This is an optimization exercise on Yosys and OpenROAD, whose aim is small area and a short achievable clock period, not a production implementation.
Where RTL was checked, it was by simulation tests only, not by an equivalence proof against the original.
Not every run is shown, and edits may drop behaviour that the tests do not exercise.
No functional check of the RTL was part of run 2.

===== flow/config.mk =====
export PLATFORM = sky130hd
export DESIGN_NAME = conv_top
export DESIGN_NICKNAME = conv_top
export VERILOG_FILES = /design/flow/design.v
export SDC_FILE = /design/flow/constraint.sdc
export NUM_CORES = 4
export LEC_CHECK = 0
export CAP_MARGIN = 20
export CORE_MARGIN = 2
export CORE_UTILIZATION = 40
export SLEW_MARGIN = 20

===== flow/constraint.sdc =====
create_clock -name core_clock -period 11.0 [get_ports {clk}]
set_input_delay 2.2000 -clock core_clock [delete_from_list [all_inputs] [get_ports {clk}]]
set_output_delay 2.2000 -clock core_clock [all_outputs]
set_load 0.01 [all_outputs]

===== flow/design.v =====
`timescale 1ns/1ps
module line_buffer #(
    parameter IMG_WIDTH = 8
)(
    input  wire        clk,
    input  wire        rst,
    input  wire        pixel_valid,
    input  wire [7:0]  pixel_in,
    output reg         window_valid,
    output reg [71:0]  window_out    
);
    reg [7:0] line0[0:IMG_WIDTH-1];
    reg [7:0] line1[0:IMG_WIDTH-1];
    reg [7:0] prev_pixel1;  
    reg [7:0] prev_pixel2;  
    reg [7:0] top_pixel1, top_pixel2;
    reg [7:0] mid_pixel1, mid_pixel2;
    integer col;
    integer row;
    always @(posedge clk or posedge rst) begin
        if (rst) begin
            col <= 0;
            row <= 0;
            window_valid <= 0;
            prev_pixel1 <= 0;
            prev_pixel2 <= 0;
            top_pixel1 <= 0;
            top_pixel2 <= 0;
            mid_pixel1 <= 0;
            mid_pixel2 <= 0;
            window_out <= 72'd0;
        end else if (pixel_valid) begin
            prev_pixel2 <= prev_pixel1;
            prev_pixel1 <= pixel_in;
            top_pixel2  <= top_pixel1;
            top_pixel1  <= line0[col];
            mid_pixel2  <= mid_pixel1;
            mid_pixel1  <= line1[col];
            line0[col] <= line1[col];
            line1[col] <= pixel_in;
            if (col == IMG_WIDTH - 1) begin
                col <= 0;
                row <= row + 1;
            end else begin
                col <= col + 1;
            end
            if (row >= 2 && col >= 2) begin
                window_valid <= 1;
                window_out <= {
                    top_pixel2,   top_pixel1,   line0[col],
                    mid_pixel2,   mid_pixel1,   line1[col],
                    prev_pixel2,  prev_pixel1,  pixel_in
                };
            end else begin
                window_valid <= 0;
            end
        end else begin
            window_valid <= 0;
        end
    end
endmodule
`timescale 1ns/1ps
module conv_core(
    input  wire        clk,
    input  wire        rst,
    input  wire        window_valid,
    input  wire [71:0] window_in,    
    input  wire [71:0] kernel_in,    
    output reg signed [15:0] conv_out,    
    output reg         conv_valid
);
    integer i;
    reg signed [15:0] sum;
    reg signed [7:0]  pix;
    reg signed [7:0]  wgt;
    always @(posedge clk or posedge rst) begin
        if (rst) begin
            conv_out   <= 0;
            conv_valid <= 0;
        end else if (window_valid) begin
            sum = 0;
            for (i = 0; i < 9; i = i + 1) begin
                pix = $signed(window_in[(71-8*i) -: 8]);
                wgt = $signed(kernel_in[(71-8*i) -: 8]);
                sum = sum + $signed(pix) * $signed(wgt);
            end
            conv_out   <= sum;
            conv_valid <= 1;
        end else begin
            conv_valid <= 0;
        end
    end
endmodule
`timescale 1ns/1ps
module conv_top (
    input  wire        clk,
    input  wire        rst,
    input  wire        pixel_valid,
    input  wire [7:0]  pixel_in,
    input  wire [71:0] kernel_in,      
    output wire signed [15:0] conv_out,
    output wire        conv_valid
);
    wire [71:0] window_out;
    wire        window_valid;
    line_buffer u_line_buffer (
        .clk(clk),
        .rst(rst),
        .pixel_valid(pixel_valid),
        .pixel_in(pixel_in),
        .window_out(window_out),
        .window_valid(window_valid)
    );
    conv_core u_core (
        .clk(clk),
        .rst(rst),
        .window_valid(window_valid),
        .window_in(window_out),    
        .kernel_in(kernel_in),     
        .conv_out(conv_out),
        .conv_valid(conv_valid)
    );
endmodule

===== flow/run.sh =====
#!/bin/bash
# synth_recipe.tcl (not shown) runs the flow's synth.tcl, then flattens the netlist and writes it again
# the make line also repeats each setting of config.mk as NAME=value (left out here)
make -C /OpenROAD-flow-scripts/flow DESIGN_CONFIG=/design/flow/config.mk WORK_HOME=/design/flow/orfs CLKGATE_MAP_FILE= SYNTH_SCRIPT=/design/flow/synth_recipe.tcl finish

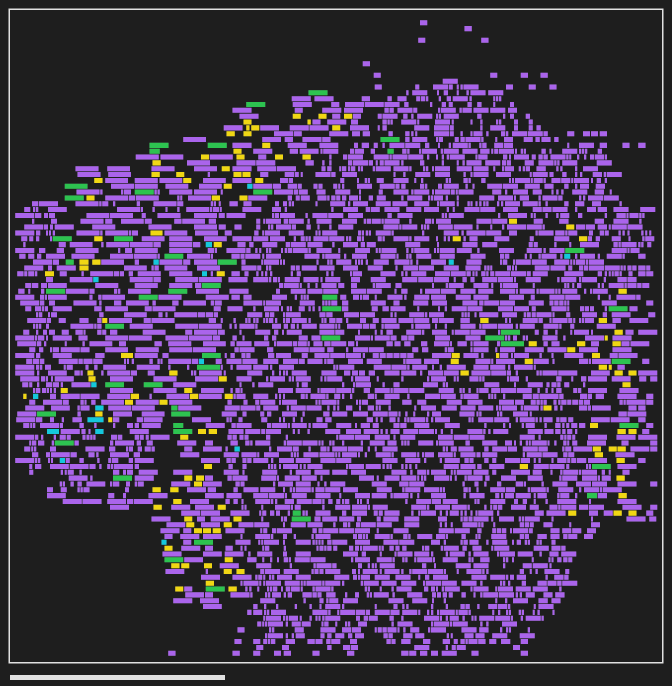
Run 1: sizing map
Scale bar: 100 um.
x6 and larger: drawn in green, cells 49. x1 and smaller: drawn in purple, cells 3140. x3 and x4: drawn in cyan, cells 17. x2: drawn in yellow, cells 121.

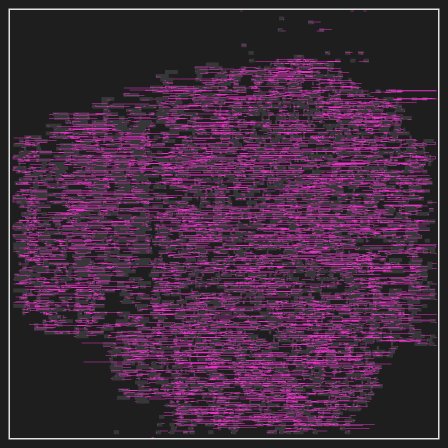
Run 1: met1 routing
The wires run mostly horizontal. The longest straight run is 88.5 um. The layer holds 43% of the routed length. The layer carries 39.1 mm of wire. 3917 nets have wire on it.
Vias: 21800
WL final: 91300 um
M1 GR Usage: 27.3%

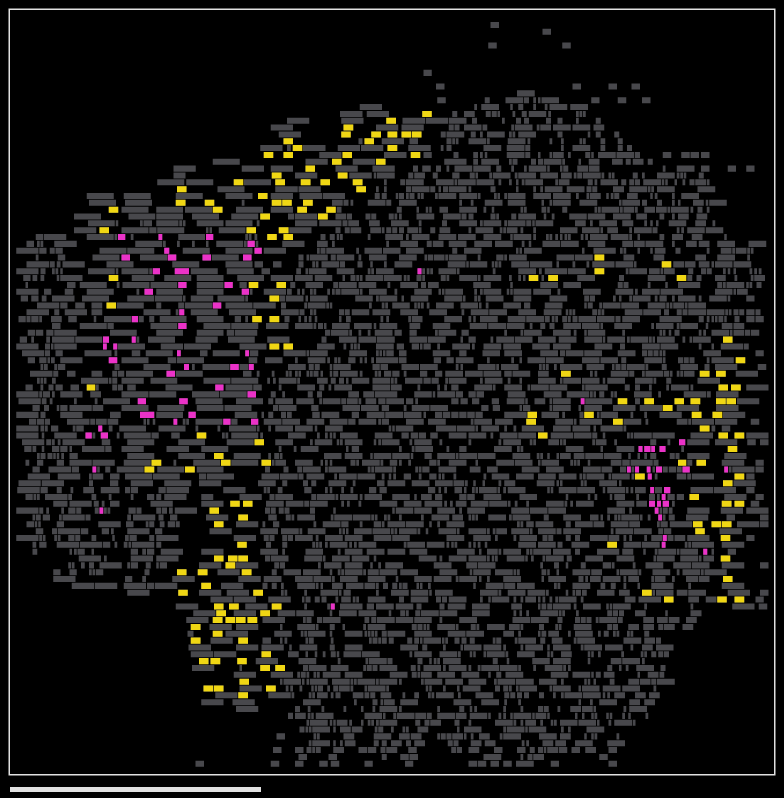
Run 1: logic cells by family
Scale bar: 100 um.
aoi and oai cells: drawn in magenta, cells 71, most used a222oi_1. mux cells: drawn in yellow, cells 154, most used mux2_2, where widely spread.

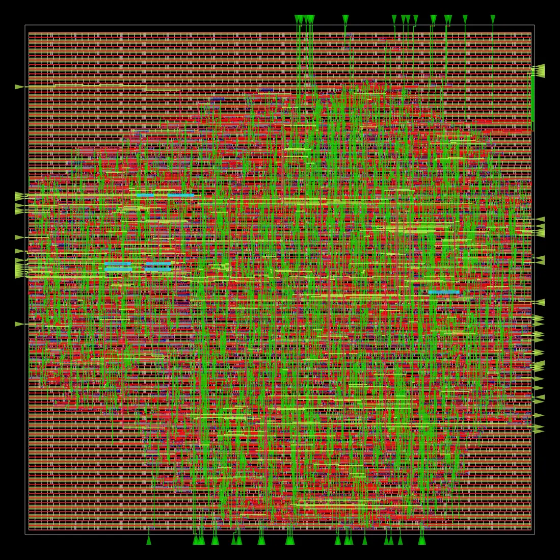
Run 1: signal routing as the flow saved it
wire per inst: 20.3 um
met3 WL: 4970 um
Metal-1 WL: 39100 um

==> reports/results.txt, run 1 <==
status: complete, no violations
initial antenna violation count: 11
Max Cap Viol: 0
largest family of logic cells by synthesized area: adder cells
post-route setup TNS: 0 ns
Reg-to-Reg Start: u_line_buffer.window_out[55]
Overall Global Routing Usage: 20.5%
Clk pin slew, worst setup/hold paths: 0.08 ns
Num CTS Buffers: 38
syn_nets: 4160
Syn Area/Cell: 11.2 um^2
Cells after Synth: 3196
Synth Area in XOR/XNOR: 3.55%
area fraction of the dominant cell type after synthesis: 38.4%
cts hold-fix bufs: 0
DRC errors left: 0
Netlist cell types: 53
Synth Cell Area: 36000 um^2
vias in the first global route: 24000
die height: 304 um
worst-skew pair later-pin latency: 0.60 ns
Setup crit end kind: flop
Final Setup Violations: 0
worst-path fanout max: 8
register area share after synthesis: 24.8%
largest net degree at the start of global routing: 79
Setup CP Type: in -> reg
Inserted Diodes: 0
Adder-Cell Fraction of Synth Area: 45.0%
Async SR Flop Fraction: 61.2%
Hold Fails Final Rpt: 0
commonest non-fill, non-tap cell in the layout: inv_1
top-level port count: 100
Critical Path RT: 11.39 ns
Critical path origin: kernel_in[49]
Via density: 4.86
Clock Skew: 0.0634 ns
Rows: 109
Syn-to-layout area delta: 9.98%
post-synthesis mux area share: 4.82%
max-slew violation count: 0
DPL Wire Length: 76100 um
Reg-to-Reg End: u_core.conv_out[15]
CTS Buffer Depth: 3
fin crit period: 9.93 ns
NumNets Final: 4262
number of synthesized register bits: 330
Ys Warns: 4
max_slew headroom: 26.3%
Root Driver: clkbuf_16
global-route wire length before repair: 144000 um
DRT iter0 DRCs: 1431
gr ovfl total: 0
biggest area consumer among synthesized cells: fa_1
Core Area: 88800 um^2
# H-tree levels: 2
layout cells sized above 1: 5.62%
ys flop type: dfrtp_1
EDFF count, synth: 128
Hold/Removal Path Class: reg -> reg
die area: 92300 um^2
clock sink count: 330
CP arrival: 10.32 ns
DRT Pass-1 Iters: 6
post-synthesis simple-gate area fraction: 11.4%
depth of the most critical reg-to-reg path: 23
PortBufs: 99
period utilisation layout: 90.3%
Die X: 304 um
Slew @ Worst Pin: 1.09 ns
Area contributors post-synth: fa_1 38%, dfrtp_1 14%, edfxtp_1 11%
Fmax: 101 MHz
post-synthesis compound-gate area fraction: 1.77%
most frequent cells in the layout: 775 x inv_1, 689 x fa_1, 303 x and2_1, 264 x nand2_1, 202 x dfrtp_1
Post-DRT Antenna Nets: 0
post-CTS resize count: 0
post-CTS setup buffer count: 0
CTS tree: done
Initial Utilization: 40.5%
## run 1: state kept, by name, summed over array words and instances, names as in the netlist, 8 cells and up
signal and cells:
u_line_buffer.prev_pixel1 8, u_line_buffer.line0 64, u_line_buffer.mid_pixel2 8, u_line_buffer.row 32
u_line_buffer.top_pixel1 8, u_line_buffer.mid_pixel1 8, u_line_buffer.col 32, u_line_buffer.prev_pixel2 8
u_line_buffer.top_pixel2 8, u_core.conv_out 16, u_line_buffer.window_out 72, u_line_buffer.line1 64
## run 1: worst min path at each step
stage                                 startpoint                      endpoint  slack [ns]  cells after the start
floorplan             u_line_buffer.window_valid             u_core.conv_valid        0.35                      0
global placement     u_line_buffer.mid_pixel2[1]  u_line_buffer.window_out[41]        0.47                      1
detailed placement         u_line_buffer.row[31]         u_line_buffer.row[31]        0.48                      1
CTS                 u_line_buffer.prev_pixel1[5]  u_line_buffer.window_out[13]        0.45                      1
global route        u_line_buffer.prev_pixel2[5]  u_line_buffer.window_out[21]        0.49                      1
finish              u_line_buffer.prev_pixel1[5]  u_line_buffer.window_out[13]        0.46                      1
## run 1: cells by family after synthesis
family	after synthesis
buffers and inverters	821
XOR/XNOR	144
adder cells (fa/ha/maj)	881
AND/OR/NAND/NOR	781
multiplexers	154
flip-flops	330
AO/OA/AOI/OAI	85
## run 1: cells in the mapped netlist (all sizes together) (5+ instances only)
master / n
a222oi: 16
mux2: 152
fa: 689
nand2b: 40
nor4: 14
ha: 192
edfxtp: 128
nor2: 60
dfrtp: 202
nand2: 265
nor3: 9
nand4: 15
and2: 303
and3: 15
a21oi: 14
inv: 776
clkbuf: 31
nand3: 21
buf: 14
o21ai: 15
a41oi: 11
xor2: 24
nor2b: 27
xnor2: 119
or3: 5
## run 1: area by class of cell
cell class / instances / area [um^2]
inverter: 776 / 2920
clock buffer: 52 / 1030
tap: 1165 / 1460
clock inverter: 17 / 204
multi-input combinational: 2045 / 24000
timing repair buffer: 107 / 1050
sequential: 330 / 8900
fill: 8303 / 49200
## run 1: critical path: stages
cell             delay [ns]
clkdlybuf4s50_1        0.67
nand2_1                0.22
fa_1                   0.77
inv_1                  0.15
fa_1                   0.62
inv_1                  0.07
fa_1                   0.46
fa_1                   0.55
inv_1                  0.05
fa_1                   0.50
inv_1                  0.06
fa_1                   0.52
fa_1                   0.45
fa_1                   0.51
fa_1                   0.42
fa_1                   0.39
xor2_1                 0.17
xnor2_1                0.19
xnor2_1                0.16
xnor2_1                0.11
xnor2_1                0.23
xnor3_1                0.47
xnor2_1                0.24
a21oi_1                0.09
## run 1: stage by stage
| stage | setup slack [ns] | hold slack, ns | instance area (um^2) | instances |
|---|---|---|---|---|
| floorplan | 1.79 | 0.352 | 36000 | 3196 |
| global placement | 0.618 | 0.473 | 38300 | 4423 |
| detailed placement | 0.563 | 0.483 | 38300 | 4423 |
| CTS | 1.11 | 0.447 | 39500 | 4492 |
| global route | 0.765 | 0.487 | 39500 | 4492 |
| finish | 1.07 | 0.464 | 39500 | 4492 |
## run 1: routing by layer
layer	up-vias	share of wire, %	global-route usage (%)
li1	9822	-	-
met1	11400	43	27.3
met2	452	49	34.7
met3	120	5.4	4.06
met4	14	2.6	4.96
met5	-	0.10	0
Run 1, sequential cells grouped by signal name:
Scale bar: 100 um. Other sequential cells in the stronger grey, the rest of the logic in the fainter grey.
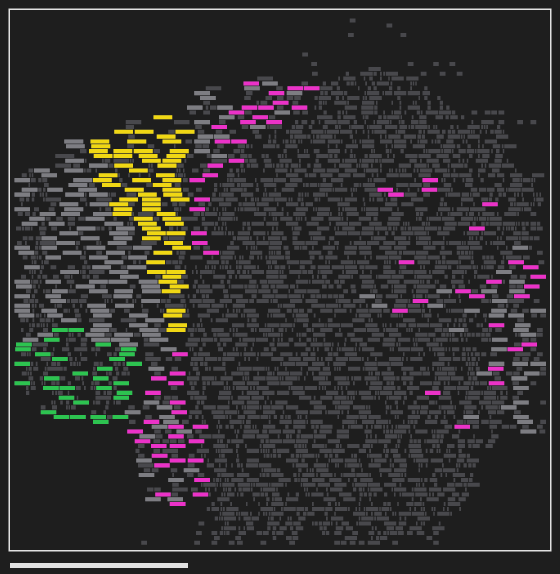

--- run 2: outline of the changes from run 1 ---
flow/design.v: 123 -> 3064 lines; modules unchanged: 0
  line_buffer: edited, 60 -> 30 lines
  conv_core: edited, 31 -> 2990 lines
  csa_fa: new, 4 lines
  conv_top: edited, 29 -> 37 lines
==> module conv_top as of run 2 <==
module conv_top (
    input  wire        clk,
    input  wire        rst,
    input  wire        pixel_valid,
    input  wire [7:0]  pixel_in,
    input  wire [71:0] kernel_in,
    output wire signed [15:0] conv_out,
    output wire        conv_valid
);
    reg        pv_q;
    reg [7:0]  pin_q;
    reg [71:0] kq;
    always @(posedge clk) begin
        pv_q  <= pixel_valid;
        pin_q <= pixel_in;
        kq    <= kernel_in;
    end
    wire [71:0] window;
    wire        window_valid;
    line_buffer u_line_buffer (
        .clk(clk),
        .rst(rst),
        .pixel_valid(pv_q),
        .pixel_in(pin_q),
        .window_out(window),
        .window_valid(window_valid)
    );
    conv_core u_core (
        .clk(clk),
        .rst(rst),
        .window_valid(window_valid),
        .px(window),
        .wt(kq),
        .conv_out(conv_out),
        .conv_valid(conv_valid)
    );
endmodule
==> module line_buffer as of run 2 <==
module line_buffer (
    input  wire        clk,
    input  wire        rst,
    input  wire        pixel_valid,
    input  wire [7:0]  pixel_in,
    output wire        window_valid,
    output wire [71:0] window_out    
);
    reg [143:0] sr;         
    reg [2:0]   col;        
    reg [1:0]   row;        
    always @(posedge clk) begin
        if (pixel_valid)
            sr <= {sr[135:0], pixel_in};
    end
    always @(posedge clk or posedge rst) begin
        if (rst) begin
            col <= 3'd0;
            row <= 2'd0;
        end else if (pixel_valid) begin
            col <= col + 3'd1;
            if (col == 3'd7 && !row[1])
                row <= row + 2'd1;
        end
    end
    assign window_valid = pixel_valid & row[1] & (col[2] | col[1]);
    assign window_out = {sr[143:136], sr[135:128], sr[127:120],
                         sr[79:72],   sr[71:64],   sr[63:56],
                         sr[15:8],    sr[7:0],     pixel_in};
endmodule
==> module csa_fa as of run 2 <==
module csa_fa(input wire a, input wire b, input wire c, output wire s, output wire co);
    assign s  = a ^ b ^ c;
    assign co = (a & b) | (a & c) | (b & c);
endmodule
--- a/flow/config.mk
+++ b/flow/config.mk
@@ -10,2 +10,3 @@
 export CORE_UTILIZATION = 40
 export SLEW_MARGIN = 20
+export SYNTH_HIERARCHICAL = 1
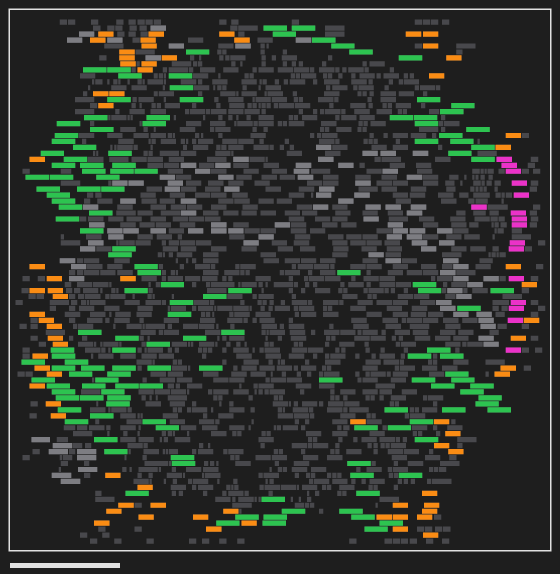
Run 2: sequential cells grouped by signal name
Scale bar: 50 um. Other sequential cells in the stronger grey, the rest of the logic in the fainter grey.
u_core.conv_out: drawn in magenta, sequential cells 16. kq: drawn in orange, sequential cells 72, where widely spread. u_line_buffer.sr: drawn in green, sequential cells 144, where widely spread.
register area: 8070 um^2
fraction of area in registers: 30.6%

==> run 2 against run 1 <==
Flip-flop and latch count shrank 1. Cell count shrank 45%. Synthesized area shrank 35%. Count of clock-buffer cells in the layout grew 6. Register-to-register slack gained 4.5 ns.
==> reports/results.txt, run 2 <==
cts hold-fix bufs: 0 (unchanged)
period utilisation layout: 33.9% (-56 points)
max_slew headroom: 31.7% (+5.4 points)
Slew @ Worst Pin: 1.02 ns (-0.0662 ns)
Die X: 246 um (-19%)
Synth Area in XOR/XNOR: 1.04% (-2.5 points)
number of flip-flops under the largest register name: 144 (+100%)
Syn-to-layout area delta: 12.1%
status: complete, no violations
ys flop type: dfxtp_1
Max Cap Viol: 0 (unchanged)
Setup CP Type: reg -> reg
CP arrival: 4.19 ns (-6.13 ns)
Setup crit end kind: flop
Vias: 12200 (-44%)
post-synthesis simple-gate area fraction: 14.6% (+3.2 points)
post-synthesis compound-gate area fraction: 0.778% (-1.0 points)
Root Driver: clkbuf_16
top-level port count: 100 (unchanged)
Synth Cell Area: 23500 um^2 (-35%)
PortBufs: 99 (unchanged)
number of synthesized register bits: 329 (-0.30%)
post-CTS setup buffer count: 0 (unchanged)
Clk pin slew, worst setup/hold paths: 0.06 ns (-0.02 ns)
syn_nets: 2246 (-46%)
Max stage delay on crit path: 0.59 ns (-0.18 ns)
largest net degree at the start of global routing: 71 (-10%)
Syn Area/Cell: 14.6 um^2 (+29%)
commonest non-fill, non-tap cell in the layout: fa_1
biggest regs: u_line_buffer.sr x144, kq x72, u_core.conv_out x16
top-count cell post-synth: fa_1
Crit path top cell by count: fa_1
biggest area consumer among synthesized cells: fa_1
wire per inst: 25.1 um (+23%)
clock sink count: 329 (-0.30%)
Critical Path RT: 11.45 ns (+0.06 ns)
Reg with most FFs: u_line_buffer.sr
most frequent cells in the layout: 537 x fa_1, 450 x and2_1, 177 x dfxtp_1, 144 x edfxtp_1, 130 x nand2_1
DRC errors left: 0 (unchanged)
layout cells sized above 1: 5.09% (-0.53 points)
Via density: 4.93 (+1.5%)
post-route setup TNS: 0 ns (unchanged)
register area share after synthesis: 34.3% (+9.6 points)
initial antenna violation count: 0 (-11)
global-route wire length before repair: 95100 um (-34%)
Inserted Diodes: 0 (unchanged)
post-synthesis mux area share: 0.128% (-4.7 points)
DPL Wire Length: 52000 um (-32%)
largest family of logic cells by synthesized area: adder cells
Initial Utilization: 40.5% (+0.045 points)
Final Setup Violations: 0 (unchanged)
area fraction of the dominant cell type after synthesis: 45.8% (+7.4 points)
Hold/Removal Path Class: reg -> reg
CP cell instances: and2_1, fa_1, fa_1, fa_1, fa_1, fa_1, fa_1
max-slew violation count: 0 (unchanged)
DRT iter0 DRCs: 920 (-36%)
Netlist cell types: 40 (-25%)
Cells after Synth: 1613 (-50%)
post-CTS resize count: 0 (unchanged)
NumNets Final: 2309 (-46%)
Num CTS Buffers: 42 (+11%)
CTS tree: done
DRT Pass-1 Iters: 5 (-1)
gr ovfl total: 0 (unchanged)
Fin Hold WS: 0.331 ns (-0.132 ns)
Adder-Cell Fraction of Synth Area: 46.5% (+1.4 points)
Fmax: 268 MHz (+170%)
Rows: 88 (-19%)
WL final: 62000 um (-32%)
fin crit period: 3.73 ns (-6.20 ns)
fillcell total: 5239 (-37%)
Hold Fails Final Rpt: 0 (unchanged)
Area contributors post-synth: fa_1 46%, edfxtp_1 18%, dfxtp_1 15%
Post-DRT Antenna Nets: 0 (unchanged)
die height: 246 um (-19%)
Core Area: 57900 um^2 (-35%)
worst-skew pair later-pin latency: 0.59 ns (about the same)
Async SR Flop Fraction: 2.13% (-59 points)
worst-path fanout max: 9 (+1)
slowest library cell on the worst path: edfxtp_1
Ys Warns: 9 (+5)
commonest cells in the netlist: 537 x fa_1, 450 x and2_1, 178 x dfxtp_1
CTS Buffer Depth: 3 (unchanged)
vias in the first global route: 14400 (-40%)
# H-tree levels: 2 (unchanged)
Clock Skew: 0.0232 ns (-0.0403 ns)
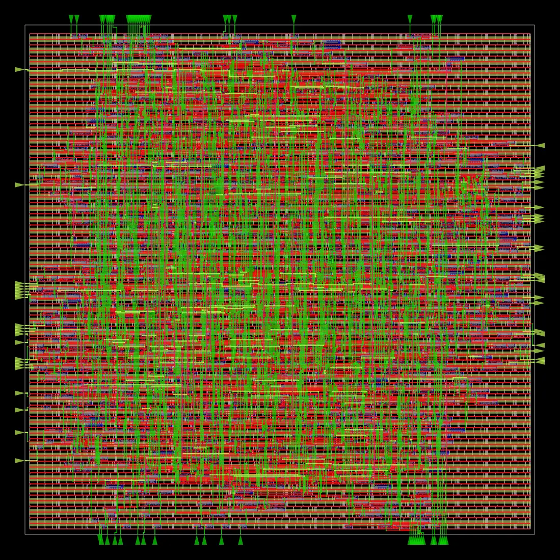
Run 2: signal routing as the flow saved it
Overall Global Routing Usage: 21.9%
met3 WL: 2380 um

-- run 2: changes by cell type after synthesis, sizes merged, moves of 147 or more --
cell | previous run | this run
mux2 | 152 | 2
fa | 689 | 537
ha | 192 | 13
inv | 776 | 7
dfrtp | 202 | 7
dfxtp | 0 | 178
and2 | 303 | 450
-- run 2: cells by family after synthesis --
family	Yosys count
XOR/XNOR	28
flip-flops	329
adder cells (fa/ha/maj)	550
multiplexers	2
buffers and inverters	89
AND/OR/NAND/NOR	598
AO/OA/AOI/OAI	17
-- run 2: final timing paths --
path	to	start	depth (start not counted)	slack, ns
min	u_core.conv_out[0]	u_core.r1562	0	0.33
min in group asynchronous	u_core.vpipe	rst	2	1.81
max	u_core.r1605	u_line_buffer.sr[123]	7	7.27
min reg2reg	u_core.conv_out[0]	u_core.r1562	0	0.33
max reg2reg	u_core.r1605	u_line_buffer.sr[123]	7	7.27
max in group asynchronous	u_line_buffer.col[2]	rst	2	8.98
-- run 2: Yosys stat by module (local to each module, per instance) --
module | cells inside | area (um^2)
conv_core | 763 | 6000
line_buffer | 232 | 5100
conv_top | 81 | 1620
csa_fa | 1 | 20.0
-- run 2: per-stage QoR --
step	utilization [%]	setup WS, ns	std cells	instance area (um^2)
finish	45.4	7.27	2475	26300
detailed placement	42.9	7.27	2397	24900
global route	45.4	7.08	2475	26300
CTS	45.4	7.27	2475	26300
floorplan	-	6.77	1613	23500
global placement	42.9	7.28	2397	24900
-- run 2: metal layers --
layer  track usage, %  wire [um]  vias to the layer above
met3             2.14       2380                       89
met2             37.9      31800                      311
li1                 -          -                     5152
met5                0          0                        -
met1             29.2      25900                     6646
met4             7.03       1930                        0
-- run 2: layout make-up --
cell class | instances | area [um^2] | area share [%]
tap | 765 | 957 | 3.64
timing repair buffer | 101 | 1010 | 3.82
clock inverter | 20 | 198 | 0.751
multi-input combinational | 1195 | 14800 | 56.2
clock buffer | 58 | 1270 | 4.81
sequential | 329 | 8070 | 30.6
inverter | 7 | 26.3 | 0.0998
-- run 2: critical path: cells and delay by family (launching register included) --
kind | cells | cell delay, ns
adder cells (fa/ha/maj) | 6 | 2.73
flip-flops | 1 | 0.59
AND/OR/NAND/NOR | 1 | 0.28

## port drivers added, routing unchanged
Ports are ideal in the flow. The routed layouts listed here were re-timed in OpenROAD. Step 1: set_driving_cell puts a clkbuf_16 on clk and a buf_2 on each other input, an assumption about the parent block. Step 2 adds t to the input delays and takes it off the output delays; t is the mean of the earliest and latest rising clock arrival at the registers after step 1. Input paths then give back, and output paths get back, about the clock's delay inside the block. Slacks: ideal / step 1 / step 2; pairs: ideal / step 1.
run	shift t [ns]	setup slack, ns	hold slack, ns
run 1	0.633	1.071 / 1.059 / 0.426	0.464 / 0.464 / 0.464
run 2	0.636	7.269 / 7.269 / 7.269	0.331 / 0.331 / 0.331
After both steps setup and hold are still met in every run listed. The setup slack of run 1, which loses most, moves by -0.012 ns with the drivers and by -0.645 ns with both steps.
